This design comes from an exercise in tuning for small area on the open sky130 flow, not from production work. In this exercise RTL edits were held to simulation tests only and were not proved equivalent to the original. The series may have gaps, and a smaller design here may also do less where the tests do not look. No activity file was given, so power comes from the tool's default toggle rates.

### The metal 2 layer, run 1

Scale bar: 100 um.
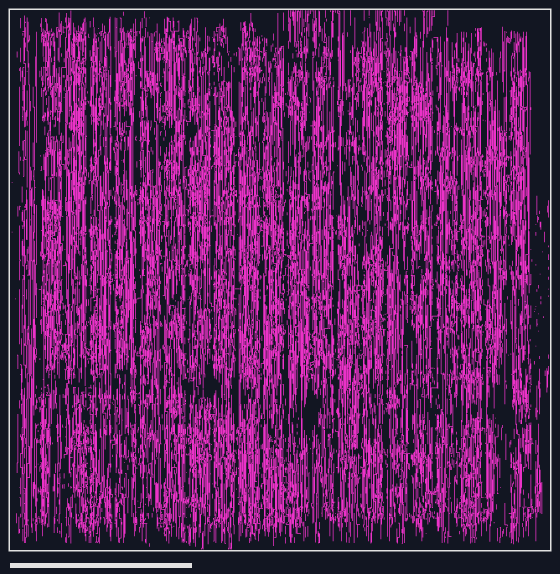
### The routed nets, run 1

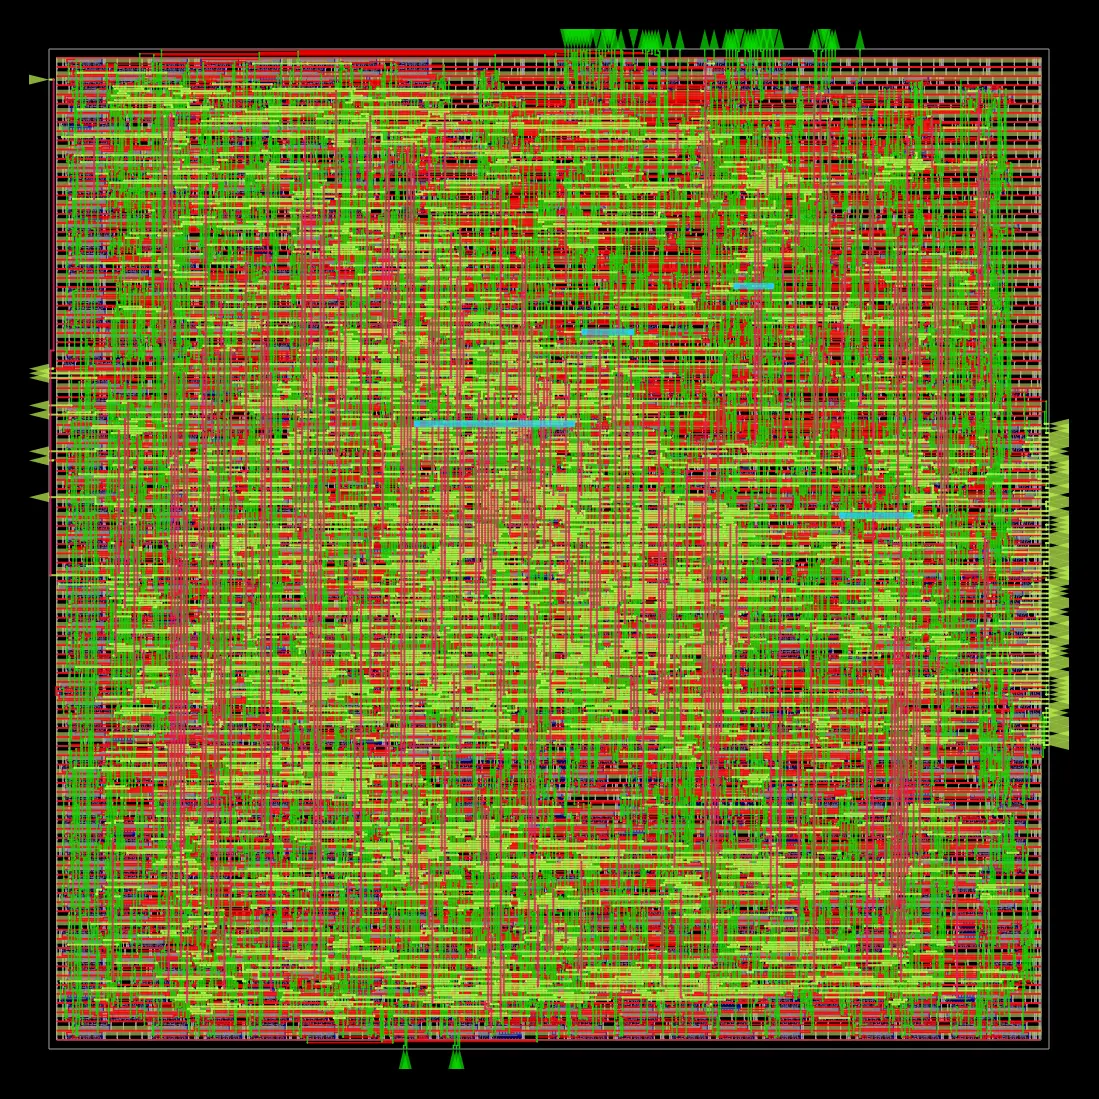
### A small window of the routed layout, run 1

Scale bar: 20 um. Window x 123 to 173, y 123 to 173 um. Cells in gray, sequential cells in the stronger gray; small squares are vias.
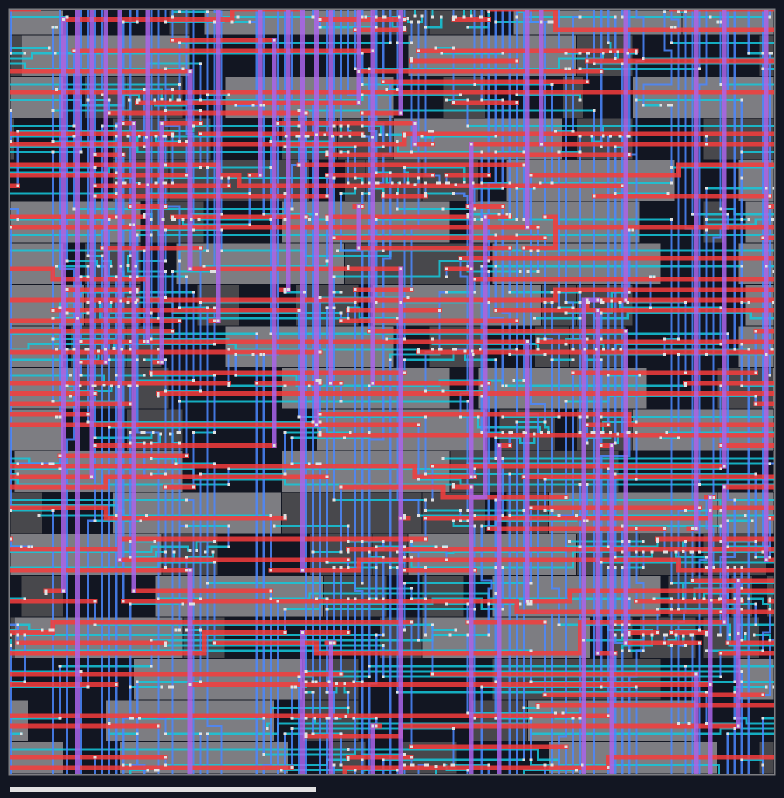
## flow/config.mk

```make
export PLATFORM = sky130hd
export DESIGN_NAME = CPU
export DESIGN_NICKNAME = CPU
export VERILOG_FILES = /design/flow/design.v
export SDC_FILE = /design/flow/constraint.sdc
export NUM_CORES = 4
export LEC_CHECK = 0
export CAP_MARGIN = 20
export CORE_MARGIN = 2
export CORE_UTILIZATION = 55
export SLEW_MARGIN = 20
export SYNTH_HIERARCHICAL = 1
```

## flow/constraint.sdc

```tcl
create_clock -name core_clock -period 15.0 [get_ports {clk}]
set_input_delay 3.0000 -clock core_clock [delete_from_list [all_inputs] [get_ports {clk}]]
set_output_delay 3.0000 -clock core_clock [all_outputs]
set_load 0.01 [all_outputs]
```

## flow/design.v

```verilog
module ALU(
    input  logic [2:0]  f3,
    input  logic        arith,    
    input  logic        sub,
    input  logic        bigShift,  
    input  logic [31:0] x,
    input  logic [31:0] y,
    output logic [31:0] result,
    output logic        eq,
    output logic        lt
);
    logic [31:0] yb, sum, xo, sh_in, sh, sh_rev;
    logic left;
    assign yb  = y ^ {32{sub}};
    assign sum = x + yb + {31'b0, sub};
    assign xo  = x ^ y;
    assign eq  = ~|xo;
    assign lt  = (x[31] ^ y[31]) ? x[31] : sum[31];
    assign left = ~f3[2];
    always_comb
        for (int i = 0; i < 32; i++) sh_in[i] = left ? x[31-i] : x[i];
    assign sh = bigShift ? 32'b0 : (sh_in >> y[4:0]);
    always_comb
        for (int i = 0; i < 32; i++) sh_rev[i] = sh[31-i];
    always_comb begin
        if (!arith) result = sum;
        else case (f3)
            3'b000: result = sum;
            3'b001: result = sh_rev;
            3'b010: result = {31'b0, lt};
            3'b100: result = xo;
            3'b101: result = sh;
            3'b110: result = x | y;
            3'b111: result = x & y;
            default: result = {31'b0, lt};
        endcase
    end
endmodule
module controlUnit(
    input  logic [31:0] instruction,
    output logic memWrite, branch, isImm, we_reg, isLoad, sub
);
    logic [6:0] op;
    logic [2:0] f3;
    logic [6:0] f7;
    logic isOpImm, isOp, isStore, isBranch;
    assign op = instruction[6:0];
    assign f3 = instruction[14:12];
    assign f7 = instruction[31:25];
    assign isLoad   = (op == 7'b0000011);
    assign isOpImm  = (op == 7'b0010011);
    assign isStore  = (op == 7'b0100011);
    assign isOp     = (op == 7'b0110011);
    assign isBranch = (op == 7'b1100011);
    assign memWrite = isStore;
    assign branch   = isBranch;
    assign isImm    = ~op[6] & ~(op[5] & op[4]);
    assign sub      = op[6] | (op[4] & (f3[1] | (op[5] & f7[5])));
    assign we_reg   = isLoad
                    | (isOpImm & (f3 != 3'b011))
                    | (isOp & ((f7 == 7'b0000000 && f3 != 3'b011) | (f7 == 7'b0100000 && f3 == 3'b000)));
endmodule
module decoder (
    input  logic [31:0] instruction,
    output logic [4:0]  rs1, rs2, rd,
    output logic [31:0] signImm
);
    assign rs1 = instruction[19:15];
    assign rs2 = instruction[24:20];
    assign rd  = instruction[11:7];
    assign signImm = {{20{instruction[31]}}, instruction[31:25],
                      instruction[5] ? instruction[11:7] : instruction[24:20]};
endmodule
module aoi222(
    input  logic a1, a2, b1, b2, c1, c2,
    output logic y
);
    assign y = ~((a1 & a2) | (b1 & b2) | (c1 & c2));
endmodule
module rdbit(
    input  logic [31:1] sel,
    input  logic [31:1] r,
    output logic        q
);
    logic [10:0] t;
    genvar k;
    for (k = 0; k < 10; k++) begin : g
        aoi222 u(.a1(sel[3*k+1]), .a2(r[3*k+1]), .b1(sel[3*k+2]), .b2(r[3*k+2]),
                 .c1(sel[3*k+3]), .c2(r[3*k+3]), .y(t[k]));
    end
    assign t[10] = ~(sel[31] & r[31]);
    assign q = ~&t;
endmodule
module dec5(
    input  logic [4:0]  a,
    output logic [31:1] sel
);
    always_comb
        for (int i = 1; i < 32; i++) sel[i] = (a == 5'(i));
endmodule
module regFile(
    input  logic [4:0]       rs,
    input  logic [31:1][31:0] register,
    output logic [31:0]      q
);
    logic [31:1] sel;
    dec5 dec(.a(rs), .sel(sel));
    genvar b, i;
    for (b = 0; b < 32; b++) begin : bit_
        logic [31:1] col;
        for (i = 1; i < 32; i++) assign col[i] = register[i][b];
        rdbit u(.sel(sel), .r(col), .q(q[b]));
    end
endmodule
module CPU(
    input logic clk,
    input logic rst,
    input logic [31:0] instruction,
    input logic [31:0] readData,
    output logic memWrite,
    output logic [31:0] aluResult,
    output logic [4:0] pc,
    output logic [31:0] rd2
);
    logic [4:0] rs1, rs2, rd;
    logic [31:0] rd1, immediate, alu_y, wdata;
    logic we_reg, branch, isImm, isLoad, sub, eq, lt, taken;
    logic [2:0] f3;
    assign f3 = instruction[14:12];
    decoder decoder(
        .instruction(instruction),
        .rs1(rs1), .rs2(rs2), .rd(rd),
        .signImm(immediate)
    );
    controlUnit controlUnit(
        .instruction(instruction),
        .memWrite(memWrite), .branch(branch), .isImm(isImm),
        .we_reg(we_reg), .isLoad(isLoad), .sub(sub)
    );
    assign alu_y = isImm ? immediate : rd2;
    ALU ALU(
        .f3(f3),
        .arith(instruction[4]),
        .sub(sub),
        .bigShift(instruction[5] & |rd2[31:5]),
        .x(rd1), .y(alu_y),
        .result(aluResult), .eq(eq), .lt(lt)
    );
    assign wdata = instruction[4] ? aluResult : readData;
    logic [31:1][31:0] register;
    always_ff @(posedge clk)
        for (int i = 1; i < 32; i++)
            if (we_reg && rd == 5'(i)) register[i] <= wdata;
    regFile port1(.rs(rs1), .register(register), .q(rd1));
    regFile port2(.rs(rs2), .register(register), .q(rd2));
    assign taken = branch & ~f3[1] & (f3[2] ? (lt ^ f3[0]) : (eq ^ f3[0])) & ~f3[1];
    always_ff @(posedge clk) begin
        if (rst)               pc <= 5'h0;
        else if (pc != 5'h1f)  pc <= pc + (taken ? instruction[11:7] : 5'h1);
    end
endmodule
```

## flow/run.sh

```bash
#!/bin/bash
# synth_recipe.tcl (not shown) runs the flow's synth.tcl, then flattens the netlist and writes it again
# the make line also repeats each setting of config.mk as NAME=value (left out here)
make -C /OpenROAD-flow-scripts/flow DESIGN_CONFIG=/design/flow/config.mk WORK_HOME=/design/flow/orfs CLKGATE_MAP_FILE= SYNTH_SCRIPT=/design/flow/synth_recipe.tcl finish
```

==> out/metrics.cfg, run 1 <==
[timing]
finClkSkew_ns = 0.0425
period_share = 0.897
clock.fmax_ghz = 0.0743
maxSlewHeadroom = 0.213
max_slew.worst_pin.slew_ns = 1.18
final-setup-viol-count = 0
layout_min_cycle_time_ns = 13.45
rsz0062_at_grt = false

[power_and_ir_drop]
peakVddDrop_mv = 0.107
p_comb_w = 0.00167
power.switching_w = 0.00224
seq_cell_power_w = 0.00328
power_switching_share = 0.304
comb_power_share = 0.226
p_clk_w = 0.00243
p_leak_nw = 17.6
power.group.top = sequential cells

[worst_setup_path]
regToRegStartpoint = register[698]
critPathKind = in2out
cpMaxStageDelayCell = nor2_4
start_kind = primary input
cp-endpoint = aluResult[28]
reg2reg_slack_ns = 7.12
critPathLaunch = instruction[23]
crit_chain = clkdlybuf4s50_1, nand2_1, nor2_4, buf_4, a222oi_1, nand4_1, a2111o_1, mux2_2, mux2_2, fa_1, a21o_1, a31oi_1, o211ai_1, a211oi_1, o211ai_1, and4_1, or3_1, nand3_1, clkdlybuf4s50_1
worst-path-max-fanout = 37
critical_path_arrival_ns = 10.45
cp_top_family = simple AND/OR/NAND/NOR gates
end_kind = output port
cp.depth = 19
required_ns = 12.00
rr_endpoint = pc[4]
cp_slowest_stage_delay_ns = 0.87

[cts]
clk_path_buf_depth = 3
hold_buffers = 0
clkTransAtPathRegs_ns = 0.06
cts_buffers = 97
cts_root_buf = clkbuf_16
ctsResizeCount = 0
cts_tree = built
clock_latency_ns = 0.69
clock_sinks = 997
cts_setup_buffers = 0

[hold_path]
whs_endpoint = pc[1]
hp-start = pc[2]
hold_class = reg2reg

[cells_and_area]
fin_util = 0.634
seq_area_um2 = 29900
n_fill_cell = 6241
layout.nets = 3548
drive_gt1_frac = 0.145
area_growth_pct = 14.5

[die]
pin_count = 136
start_util = 0.554
die-width_um = 296
die_height_um = 296

[flow_run]
max-cap-violations = 0

[run_status]
status = timing/DRC/antenna clean

[global_routing]
grt_pass1_wl_um = 264000
grt_pass1_vias = 35200
grt_max_degree = 72
track_usage = 0.429
antenna_found_initial = 10

[synthesis]
synth_area_per_cell_um2 = 14.9
synthesis.area_um2 = 47000

[route]
drc = 0
vias_per_cell = 8.25

About 'The metal 2 layer':
share of all routed wire	42%
main direction	vertical
wire length on this layer	80.2 mm
met2 Use GR: 0.618
Via Count: 38.0k
final WL: 192000 um

About 'The routed nets':
DR WL/cell: 41.6 um
DR WL met2: 80200 um

About 'A small window of the routed layout':
layer	color
metal 2	blue
metal 4	purple
metal 1	cyan
metal 3	red
most frequent	edfxtp_1 (35), a222oi_1 (30), buf_4 (8)
netlist names of flops here include	`register` (35)
sequential cells in the window	35
cells with their middle in the window	100

-- run 1: final cells by class --
| cell class | instances | share of cell area |
|---|---|---|
| antenna | 4 | 0.000186 |
| clock buffer | 122 | 0.0487 |
| clock inverter | 58 | 0.0102 |
| inverter | 80 | 0.00558 |
| multi-input combinational | 1949 | 0.312 |
| sequential | 997 | 0.555 |
| tap | 1144 | 0.0266 |
| timing repair buffer | 254 | 0.0413 |
-- run 1: flip-flops by register name, summed over array words and instances (netlist names) --
signal / count
register: 992
pc: 5
-- run 1: stage by stage --
step / std cells / area, um2 / worst slack [ns]
floorplan: 3151 / 47000 / 3.58
global placement: 4424 / 50600 / 1.85
detailed placement: 4424 / 50600 / 1.83
CTS: 4604 / 53800 / 1.80
global route: 4604 / 53800 / 1.32
finish: 4608 / 53800 / 1.55
-- run 1: metal layers --
| metal | wire length (um) | global-route usage |
|---|---|---|
| met1 | 65500 | 0.584 |
| met2 | 80200 | 0.618 |
| met3 | 31500 | 0.122 |
| met4 | 14400 | 0.255 |
| met5 | 90 | 0 |
==> run 2: a larger rewrite; changed files in full <==
==> flow/design.v <==
module alu_xor(input logic a, b, output logic y);
    assign y = a ^ b;
endmodule
module alu_xnor(input logic a, b, output logic y);
    assign y = ~(a ^ b);
endmodule
module alu_muxi(input logic s, a, b, output logic y);
    assign y = ~(s ? a : b);
endmodule
module alu_aoi(input logic a1, a2, b1, b2, c1, c2, output logic y);
    assign y = ~((a1 & a2) | (b1 & b2) | (c1 & c2));
endmodule
module alu_aoi2(input logic a1, a2, c1, c2, output logic y);
    assign y = ~((a1 & a2) | (c1 & c2));
endmodule
module alu_aoi21(input logic a1, a2, b1, c1, c2, output logic y);
    assign y = ~((a1 & a2) | b1 | (c1 & c2));
endmodule
module alu_res(input logic ssum, sum, sp, p, sx, x, y, tsh, output logic o);
    assign o = ~tsh | (ssum & sum) | (sp & p) | (sx & x & y);
endmodule
module alu_resn(input logic ssum, sum, sp, p, sx, x, yn, tsh, output logic o);
    assign o = ~tsh | (ssum & sum) | (sp & p) | (sx & x & ~yn);
endmodule
module ALU(
    input  logic [2:0]  f3,
    input  logic        arith,     
    input  logic        sub,       
    input  logic        bigShift,  
    input  logic [31:0] x,
    input  logic [31:0] y,
    output logic [31:0] result,
    output logic        eq,        
    output logic        lt         
);
    logic ssum, ssh, sp, sx, sslt;
    assign ssum = ~arith | (f3 == 3'b000);
    assign ssh  = arith & (f3[1:0] == 2'b01) & ~bigShift;
    assign sp   = arith & f3[2] & ~f3[0];    
    assign sx   = arith & f3[2] & f3[1];     
    assign sslt = arith & ~f3[2] & f3[1];
    logic [31:0] yv, p, sum;
    logic [32:0] c;
    assign c[0] = sub;
    genvar i, k;
    for (i = 0; i < 32; i++) begin : add
        if (i % 2 == 0) begin : e
            alu_xor  ub(.a(y[i]), .b(sub), .y(yv[i]));
            alu_xor  up(.a(x[i]), .b(yv[i]), .y(p[i]));
            alu_xor  us(.a(p[i]), .b(c[i]), .y(sum[i]));
            alu_muxi uc(.s(p[i]), .a(c[i]), .b(x[i]), .y(c[i+1]));
        end else begin : o
            alu_xnor ub(.a(y[i]), .b(sub), .y(yv[i]));
            alu_xnor up(.a(x[i]), .b(yv[i]), .y(p[i]));
            alu_xnor us(.a(p[i]), .b(c[i]), .y(sum[i]));
            alu_muxi uc(.s(p[i]), .a(c[i]), .b(yv[i]), .y(c[i+1]));
        end
    end
    assign eq = &p;
    assign lt = p[31] ? c[31] : x[31];
    logic [5:0][31:0] s;
    assign s[0] = x;
    for (k = 0; k < 5; k++) begin : st
        logic l, r, n;
        if (k == 4) begin : g
            assign n = ~y[k] & ssh;
            assign l = y[k] & ~f3[2] & ssh;
            assign r = y[k] & f3[2] & ssh;
        end else begin : u
            assign n = ~y[k];
            assign l = y[k] & ~f3[2];
            assign r = y[k] & f3[2];
        end
        for (i = 0; i < 32; i++) begin : b
            if (i < (1 << k)) begin : el
                if (k % 2 == 1)
                    alu_aoi21 u(.a1(r), .a2(s[k][i + (1 << k)]), .b1(l),
                                .c1(n), .c2(s[k][i]), .y(s[k+1][i]));
                else
                    alu_aoi2 u(.a1(r), .a2(s[k][i + (1 << k)]),
                               .c1(n), .c2(s[k][i]), .y(s[k+1][i]));
            end else if (i + (1 << k) >= 32) begin : er
                if (k % 2 == 1)
                    alu_aoi21 u(.a1(l), .a2(s[k][i - (1 << k)]), .b1(r),
                                .c1(n), .c2(s[k][i]), .y(s[k+1][i]));
                else
                    alu_aoi2 u(.a1(l), .a2(s[k][i - (1 << k)]),
                               .c1(n), .c2(s[k][i]), .y(s[k+1][i]));
            end else begin : m
                alu_aoi u(.a1(l), .a2(s[k][i - (1 << k)]),
                          .b1(r), .b2(s[k][i + (1 << k)]),
                          .c1(n), .c2(s[k][i]), .y(s[k+1][i]));
            end
        end
    end
    for (i = 0; i < 32; i++) begin : r_
        logic o;
        if (i % 2 == 0) begin : e
            alu_res u(.ssum(ssum), .sum(sum[i]), .sp(sp), .p(p[i]), .sx(sx),
                      .x(x[i]), .y(yv[i]), .tsh(s[5][i]), .o(o));
        end else begin : d
            alu_resn u(.ssum(ssum), .sum(sum[i]), .sp(sp), .p(p[i]), .sx(sx),
                       .x(x[i]), .yn(yv[i]), .tsh(s[5][i]), .o(o));
        end
        if (i == 0) assign result[i] = o | (sslt & lt);
        else        assign result[i] = o;
    end
endmodule
module controlUnit(
    input  logic [31:0] instruction,
    output logic memWrite, branch, isImm, we_reg, isLoad, sub
);
    logic [6:0] op;
    logic [2:0] f3;
    logic [6:0] f7;
    logic isOpImm, isOp, isStore, isBranch;
    assign op = instruction[6:0];
    assign f3 = instruction[14:12];
    assign f7 = instruction[31:25];
    assign isLoad   = (op == 7'b0000011);
    assign isOpImm  = (op == 7'b0010011);
    assign isStore  = (op == 7'b0100011);
    assign isOp     = (op == 7'b0110011);
    assign isBranch = (op == 7'b1100011);
    assign memWrite = isStore;
    assign branch   = isBranch;
    assign isImm    = ~op[6] & ~(op[5] & op[4]);
    assign sub      = op[6] | (op[4] & ~f3[2] & ~f3[0] & (f3[1] | (op[5] & f7[5])));
    assign we_reg   = isLoad
                    | (isOpImm & (f3 != 3'b011))
                    | (isOp & ((f7 == 7'b0000000 && f3 != 3'b011) | (f7 == 7'b0100000 && f3 == 3'b000)));
endmodule
module decoder (
    input  logic [31:0] instruction,
    output logic [4:0]  rs1, rs2, rd,
    output logic [31:0] signImm
);
    assign rs1 = instruction[19:15];
    assign rs2 = instruction[24:20];
    assign rd  = instruction[11:7];
    assign signImm = {{20{instruction[31]}}, instruction[31:25],
                      instruction[5] ? instruction[11:7] : instruction[24:20]};
endmodule
module aoi222(
    input  logic a1, a2, b1, b2, c1, c2,
    output logic y
);
    assign y = ~((a1 & a2) | (b1 & b2) | (c1 & c2));
endmodule
module rdbit(
    input  logic [31:1] sel,
    input  logic [31:1] r,
    output logic        q
);
    logic [10:0] t;
    genvar k;
    for (k = 0; k < 10; k++) begin : g
        aoi222 u(.a1(sel[3*k+1]), .a2(r[3*k+1]), .b1(sel[3*k+2]), .b2(r[3*k+2]),
                 .c1(sel[3*k+3]), .c2(r[3*k+3]), .y(t[k]));
    end
    assign t[10] = ~(sel[31] & r[31]);
    assign q = ~&t;
endmodule
module dec5(
    input  logic [4:0]  a,
    output logic [31:1] sel
);
    always_comb
        for (int i = 1; i < 32; i++) sel[i] = (a == 5'(i));
endmodule
module regFile(
    input  logic [4:0]       rs,
    input  logic [31:1][31:0] register,
    output logic [31:0]      q
);
    logic [31:1] sel;
    dec5 dec(.a(rs), .sel(sel));
    genvar b, i;
    for (b = 0; b < 32; b++) begin : bit_
        logic [31:1] col;
        for (i = 1; i < 32; i++) assign col[i] = register[i][b];
        rdbit u(.sel(sel), .r(col), .q(q[b]));
    end
endmodule
module CPU(
    input logic clk,
    input logic rst,
    input logic [31:0] instruction,
    input logic [31:0] readData,
    output logic memWrite,
    output logic [31:0] aluResult,
    output logic [4:0] pc,
    output logic [31:0] rd2
);
    logic [4:0] rs1, rs2, rd;
    logic [31:0] rd1, immediate, alu_y, wdata;
    logic we_reg, branch, isImm, isLoad, sub, eq, lt, taken;
    logic [2:0] f3;
    assign f3 = instruction[14:12];
    decoder decoder(
        .instruction(instruction),
        .rs1(rs1), .rs2(rs2), .rd(rd),
        .signImm(immediate)
    );
    controlUnit controlUnit(
        .instruction(instruction),
        .memWrite(memWrite), .branch(branch), .isImm(isImm),
        .we_reg(we_reg), .isLoad(isLoad), .sub(sub)
    );
    assign alu_y = isImm ? immediate : rd2;
    ALU ALU(
        .f3(f3),
        .arith(instruction[4]),
        .sub(sub),
        .bigShift(instruction[5] & |rd2[31:5]),
        .x(rd1), .y(alu_y),
        .result(aluResult), .eq(eq), .lt(lt)
    );
    assign wdata = instruction[4] ? aluResult : readData;
    logic [31:1][31:0] register;
    always_ff @(posedge clk)
        for (int i = 1; i < 32; i++)
            if (we_reg && rd == 5'(i)) register[i] <= wdata;
    regFile port1(.rs(rs1), .register(register), .q(rd1));
    regFile port2(.rs(rs2), .register(register), .q(rd2));
    assign taken = branch & ~f3[1] & (f3[2] ? (lt ^ f3[0]) : (eq ^ f3[0])) & ~f3[1];
    always_ff @(posedge clk) begin
        if (rst)               pc <= 5'h0;
        else if (pc != 5'h1f)  pc <= pc + (taken ? instruction[11:7] : 5'h1);
    end
endmodule
==> flow/config.mk <==
export PLATFORM = sky130hd
export DESIGN_NAME = CPU
export DESIGN_NICKNAME = CPU
export VERILOG_FILES = /design/flow/design.v
export SDC_FILE = /design/flow/constraint.sdc
export NUM_CORES = 4
export LEC_CHECK = 0
export CAP_MARGIN = 0
export CORE_MARGIN = 2
export CORE_UTILIZATION = 55
export SLEW_MARGIN = 0
export SYNTH_HIERARCHICAL = 1
### The routed nets, run 2

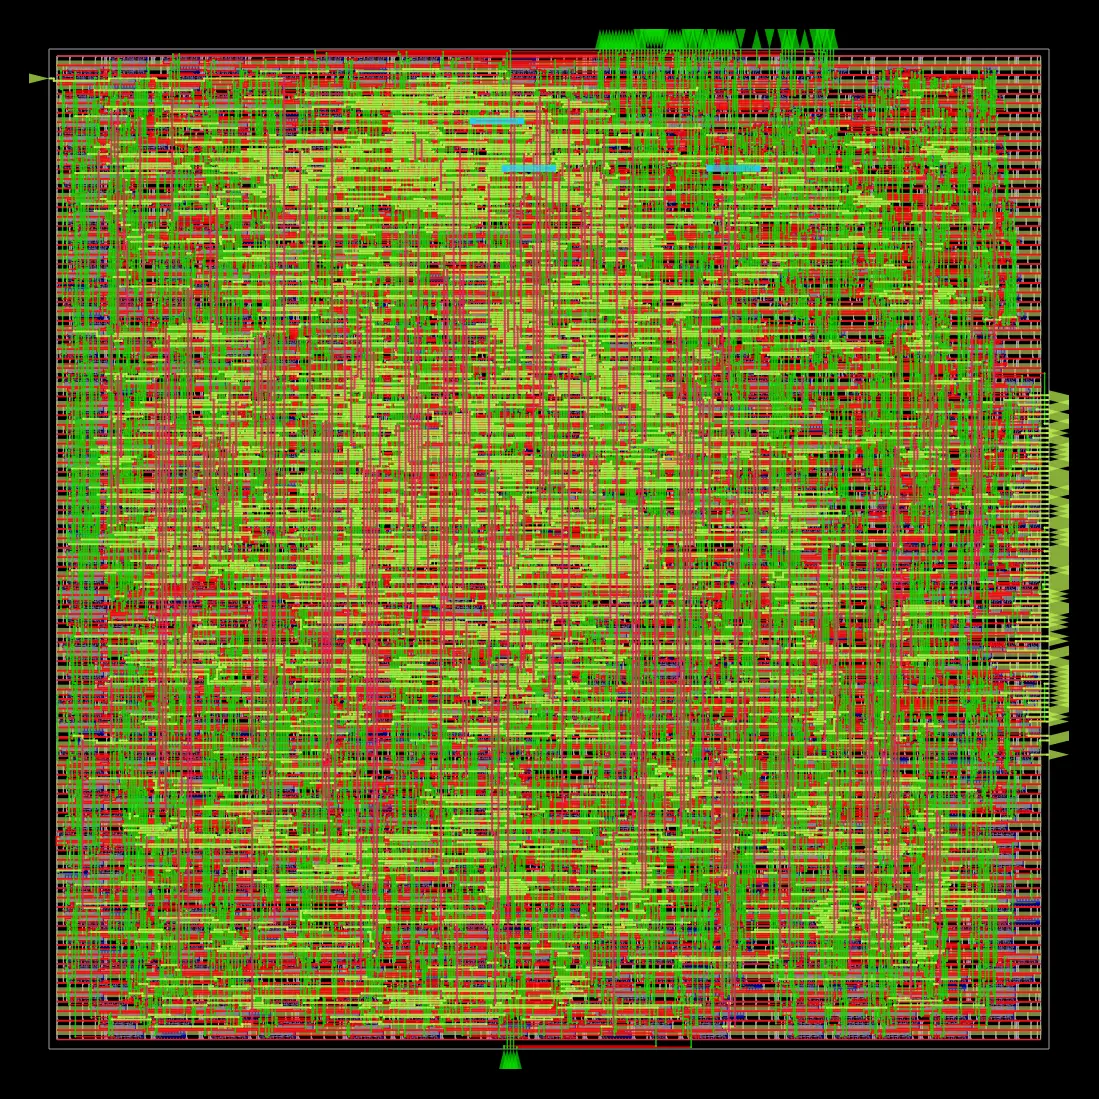
GRT Resource Usage Total: 0.422
DR WL/cell: 42.5 um
met3 wire length: 29300 um
final WL: 180000 um
DR WL met2: 78000 um

### The metal 2 layer, run 2

Scale bar: 100 um.
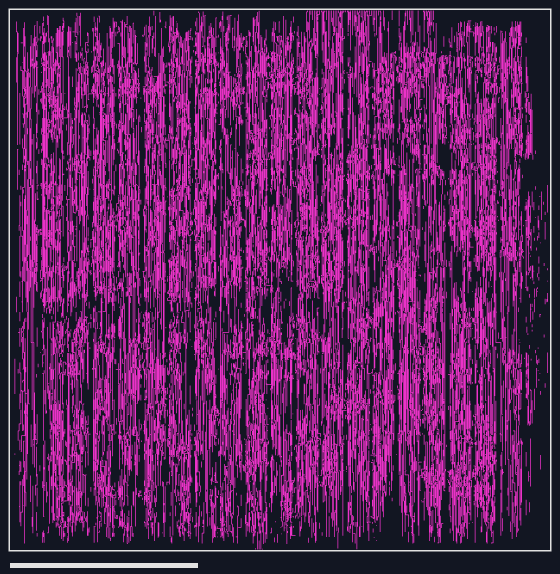
met2 Use GR: 0.625
Via Count: 35.7k

==> out/metrics.cfg, run 2 <==
[die]
start_util = 0.553
die-width_um = 288
die_height_um = 288

[timing]
worst_slack_ns = 0.330
period_share = 0.978
final-setup-viol-count = 0
max_slew.worst_pin.slew_ns = 1.32
clock.fmax_ghz = 0.0682
rsz0062_at_grt = true
layout_min_cycle_time_ns = 14.67

[run_status]
status = timing/DRC/antenna clean

[worst_setup_path]
required_ns = 12.00
reg2reg_slack_ns = 4.61
cp_top_family = multiplexers
end_kind = output port
critPathKind = in2out
cpMaxStageDelayCell = a2111o_1
critical_path_arrival_ns = 11.67
cp_slowest_stage_delay_ns = 0.41

[cts]
cts_root_buf = clkbuf_16
clk_path_buf_depth = 3
clock_sinks = 997
clock_latency_ns = 0.71
cts_tree = built
hold_buffers = 0
cts_buffers = 99
clkTransAtPathRegs_ns = 0.06

[global_routing]
antenna_found_initial = 6
gr-total-overflow = 0
grt.busiest_layer = met2
grt_max_degree = 35
grt_util_met3 = 0.139
grt_pass1_vias = 33800
grt_pass1_wl_um = 247000

[cells_and_area]
final_cell_area_um2 = 52600
area_growth_pct = 18.9
largestRegisters = register x992, pc x5
instances_no_fill = 4231
layout.nets = 3160
top_register = register
largest_reg_flops = 992
drive_gt1_frac = 0.213

[place]
dp_cells = 4016
place_area_um2 = 49000
post-place-ws_ns = -0.471

[power_and_ir_drop]
peakVddDrop_mv = 0.110

[route]
top_layer_used = met5
vias_per_cell = 8.44
wl_met1_um = 59900
drc = 0

[synthesis]
synth_area_per_cell_um2 = 16.6
synthesis.area_um2 = 44200

[hold_path]
hold_class = reg2reg

### A small window of the routed layout, run 2

Scale bar: 20 um. Window x 119 to 169, y 119 to 169 um. Cells in gray, sequential cells in the stronger gray; small squares are vias.
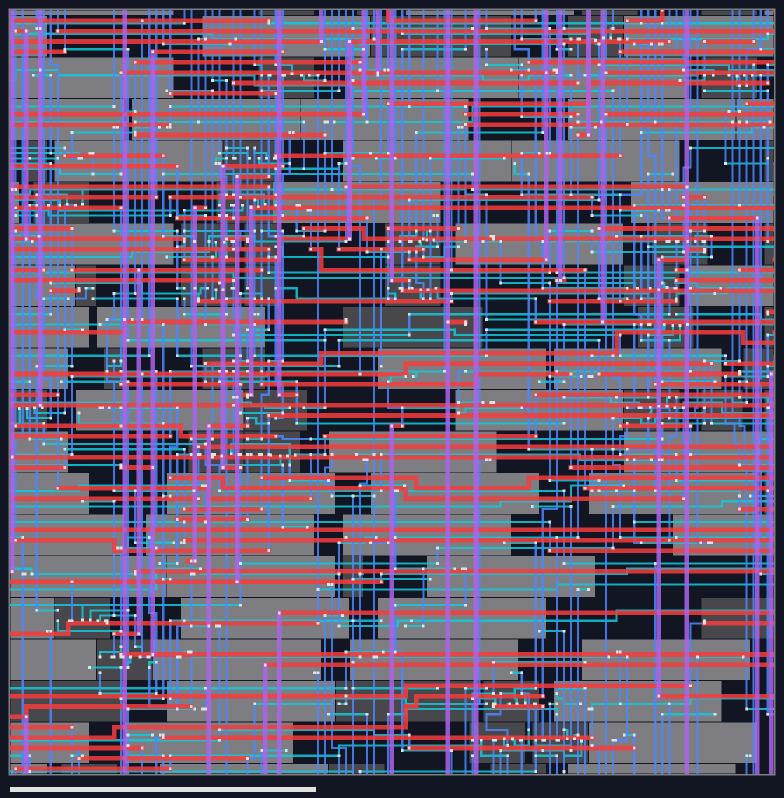
layer	color
metal 3	red
metal 4	purple
metal 1	cyan
metal 2	blue
sequential cells in the window	44
netlist names of flops here include	`register` (44)
cells with their middle in the window	80
most frequent	edfxtp_1 (44), a222oi_1 (22), clkbuf_16 (5)

-- run 2: final timing paths --
| check | end | depth (start not counted) | startpoint |
|---|---|---|---|
| max | aluResult[31] | 45 | instruction[20] |
| min | pc[2] | 2 | pc[2] |
| max reg2reg | pc[4] | 50 | register[576] |
| min reg2reg | pc[2] | 2 | pc[2] |
-- run 2: cell type report --
cell class / instances / area [um2]
Antenna cell: 3 / 7.51
Sequential cell: 997 / 29900
Fill cell: 5610 / 27400
Inverter: 11 / 41.3
Multi-Input combinational cell: 1568 / 14400
Clock buffer: 132 / 2600
Timing Repair Buffer: 412 / 3670
Clock inverter: 48 / 616
Tap cell: 1060 / 1330
-- run 2: power by group --
group / internal (W) / switching, W / leakage (nW) / total [W]
Sequential: 0.00332 / 0.00000126 / 8.98 / 0.00332
Combinational: 0.000543 / 0.00102 / 6.25 / 0.00156
Clock: 0.00140 / 0.00106 / 1.54 / 0.00246
Total: 0.00526 / 0.00208 / 16.8 / 0.00734
-- run 2: timing repair --
| action | CTS | global route |
|---|---|---|
| endpoints found under the setup margin | 4 | 7 |
| resized for setup | 14 | 53 |
| cloned | 0 | 3 |
| setup buffers | 7 | 22 |
| pin swaps | 6 | 36 |

==> static timing again, ports no longer ideal <==
In the flow no input, the clock included, has a driving cell. The finished layouts below were timed again as built, in two steps. Step 1 assumes that a clkbuf_16 drives the clock port and a buf_2 every other input. Step 2 also shifts input and output timing later by t, the mid clock arrival at the registers, as if the neighbouring blocks saw the same clock. a / b / c = ideal ports / drivers / drivers and shift; a / b = the first two.
| run | t, ns | setup slack, ns | hold slack, ns |
|---|---|---|---|
| run 1 | 0.732 | 1.549 / 1.518 / 1.518 | 0.635 / 0.635 / 0.635 |
| run 2 | 0.740 | 0.330 / 0.299 / 0.299 | 0.636 / 0.636 / 0.636 |
After both steps every run listed still meets setup and hold.
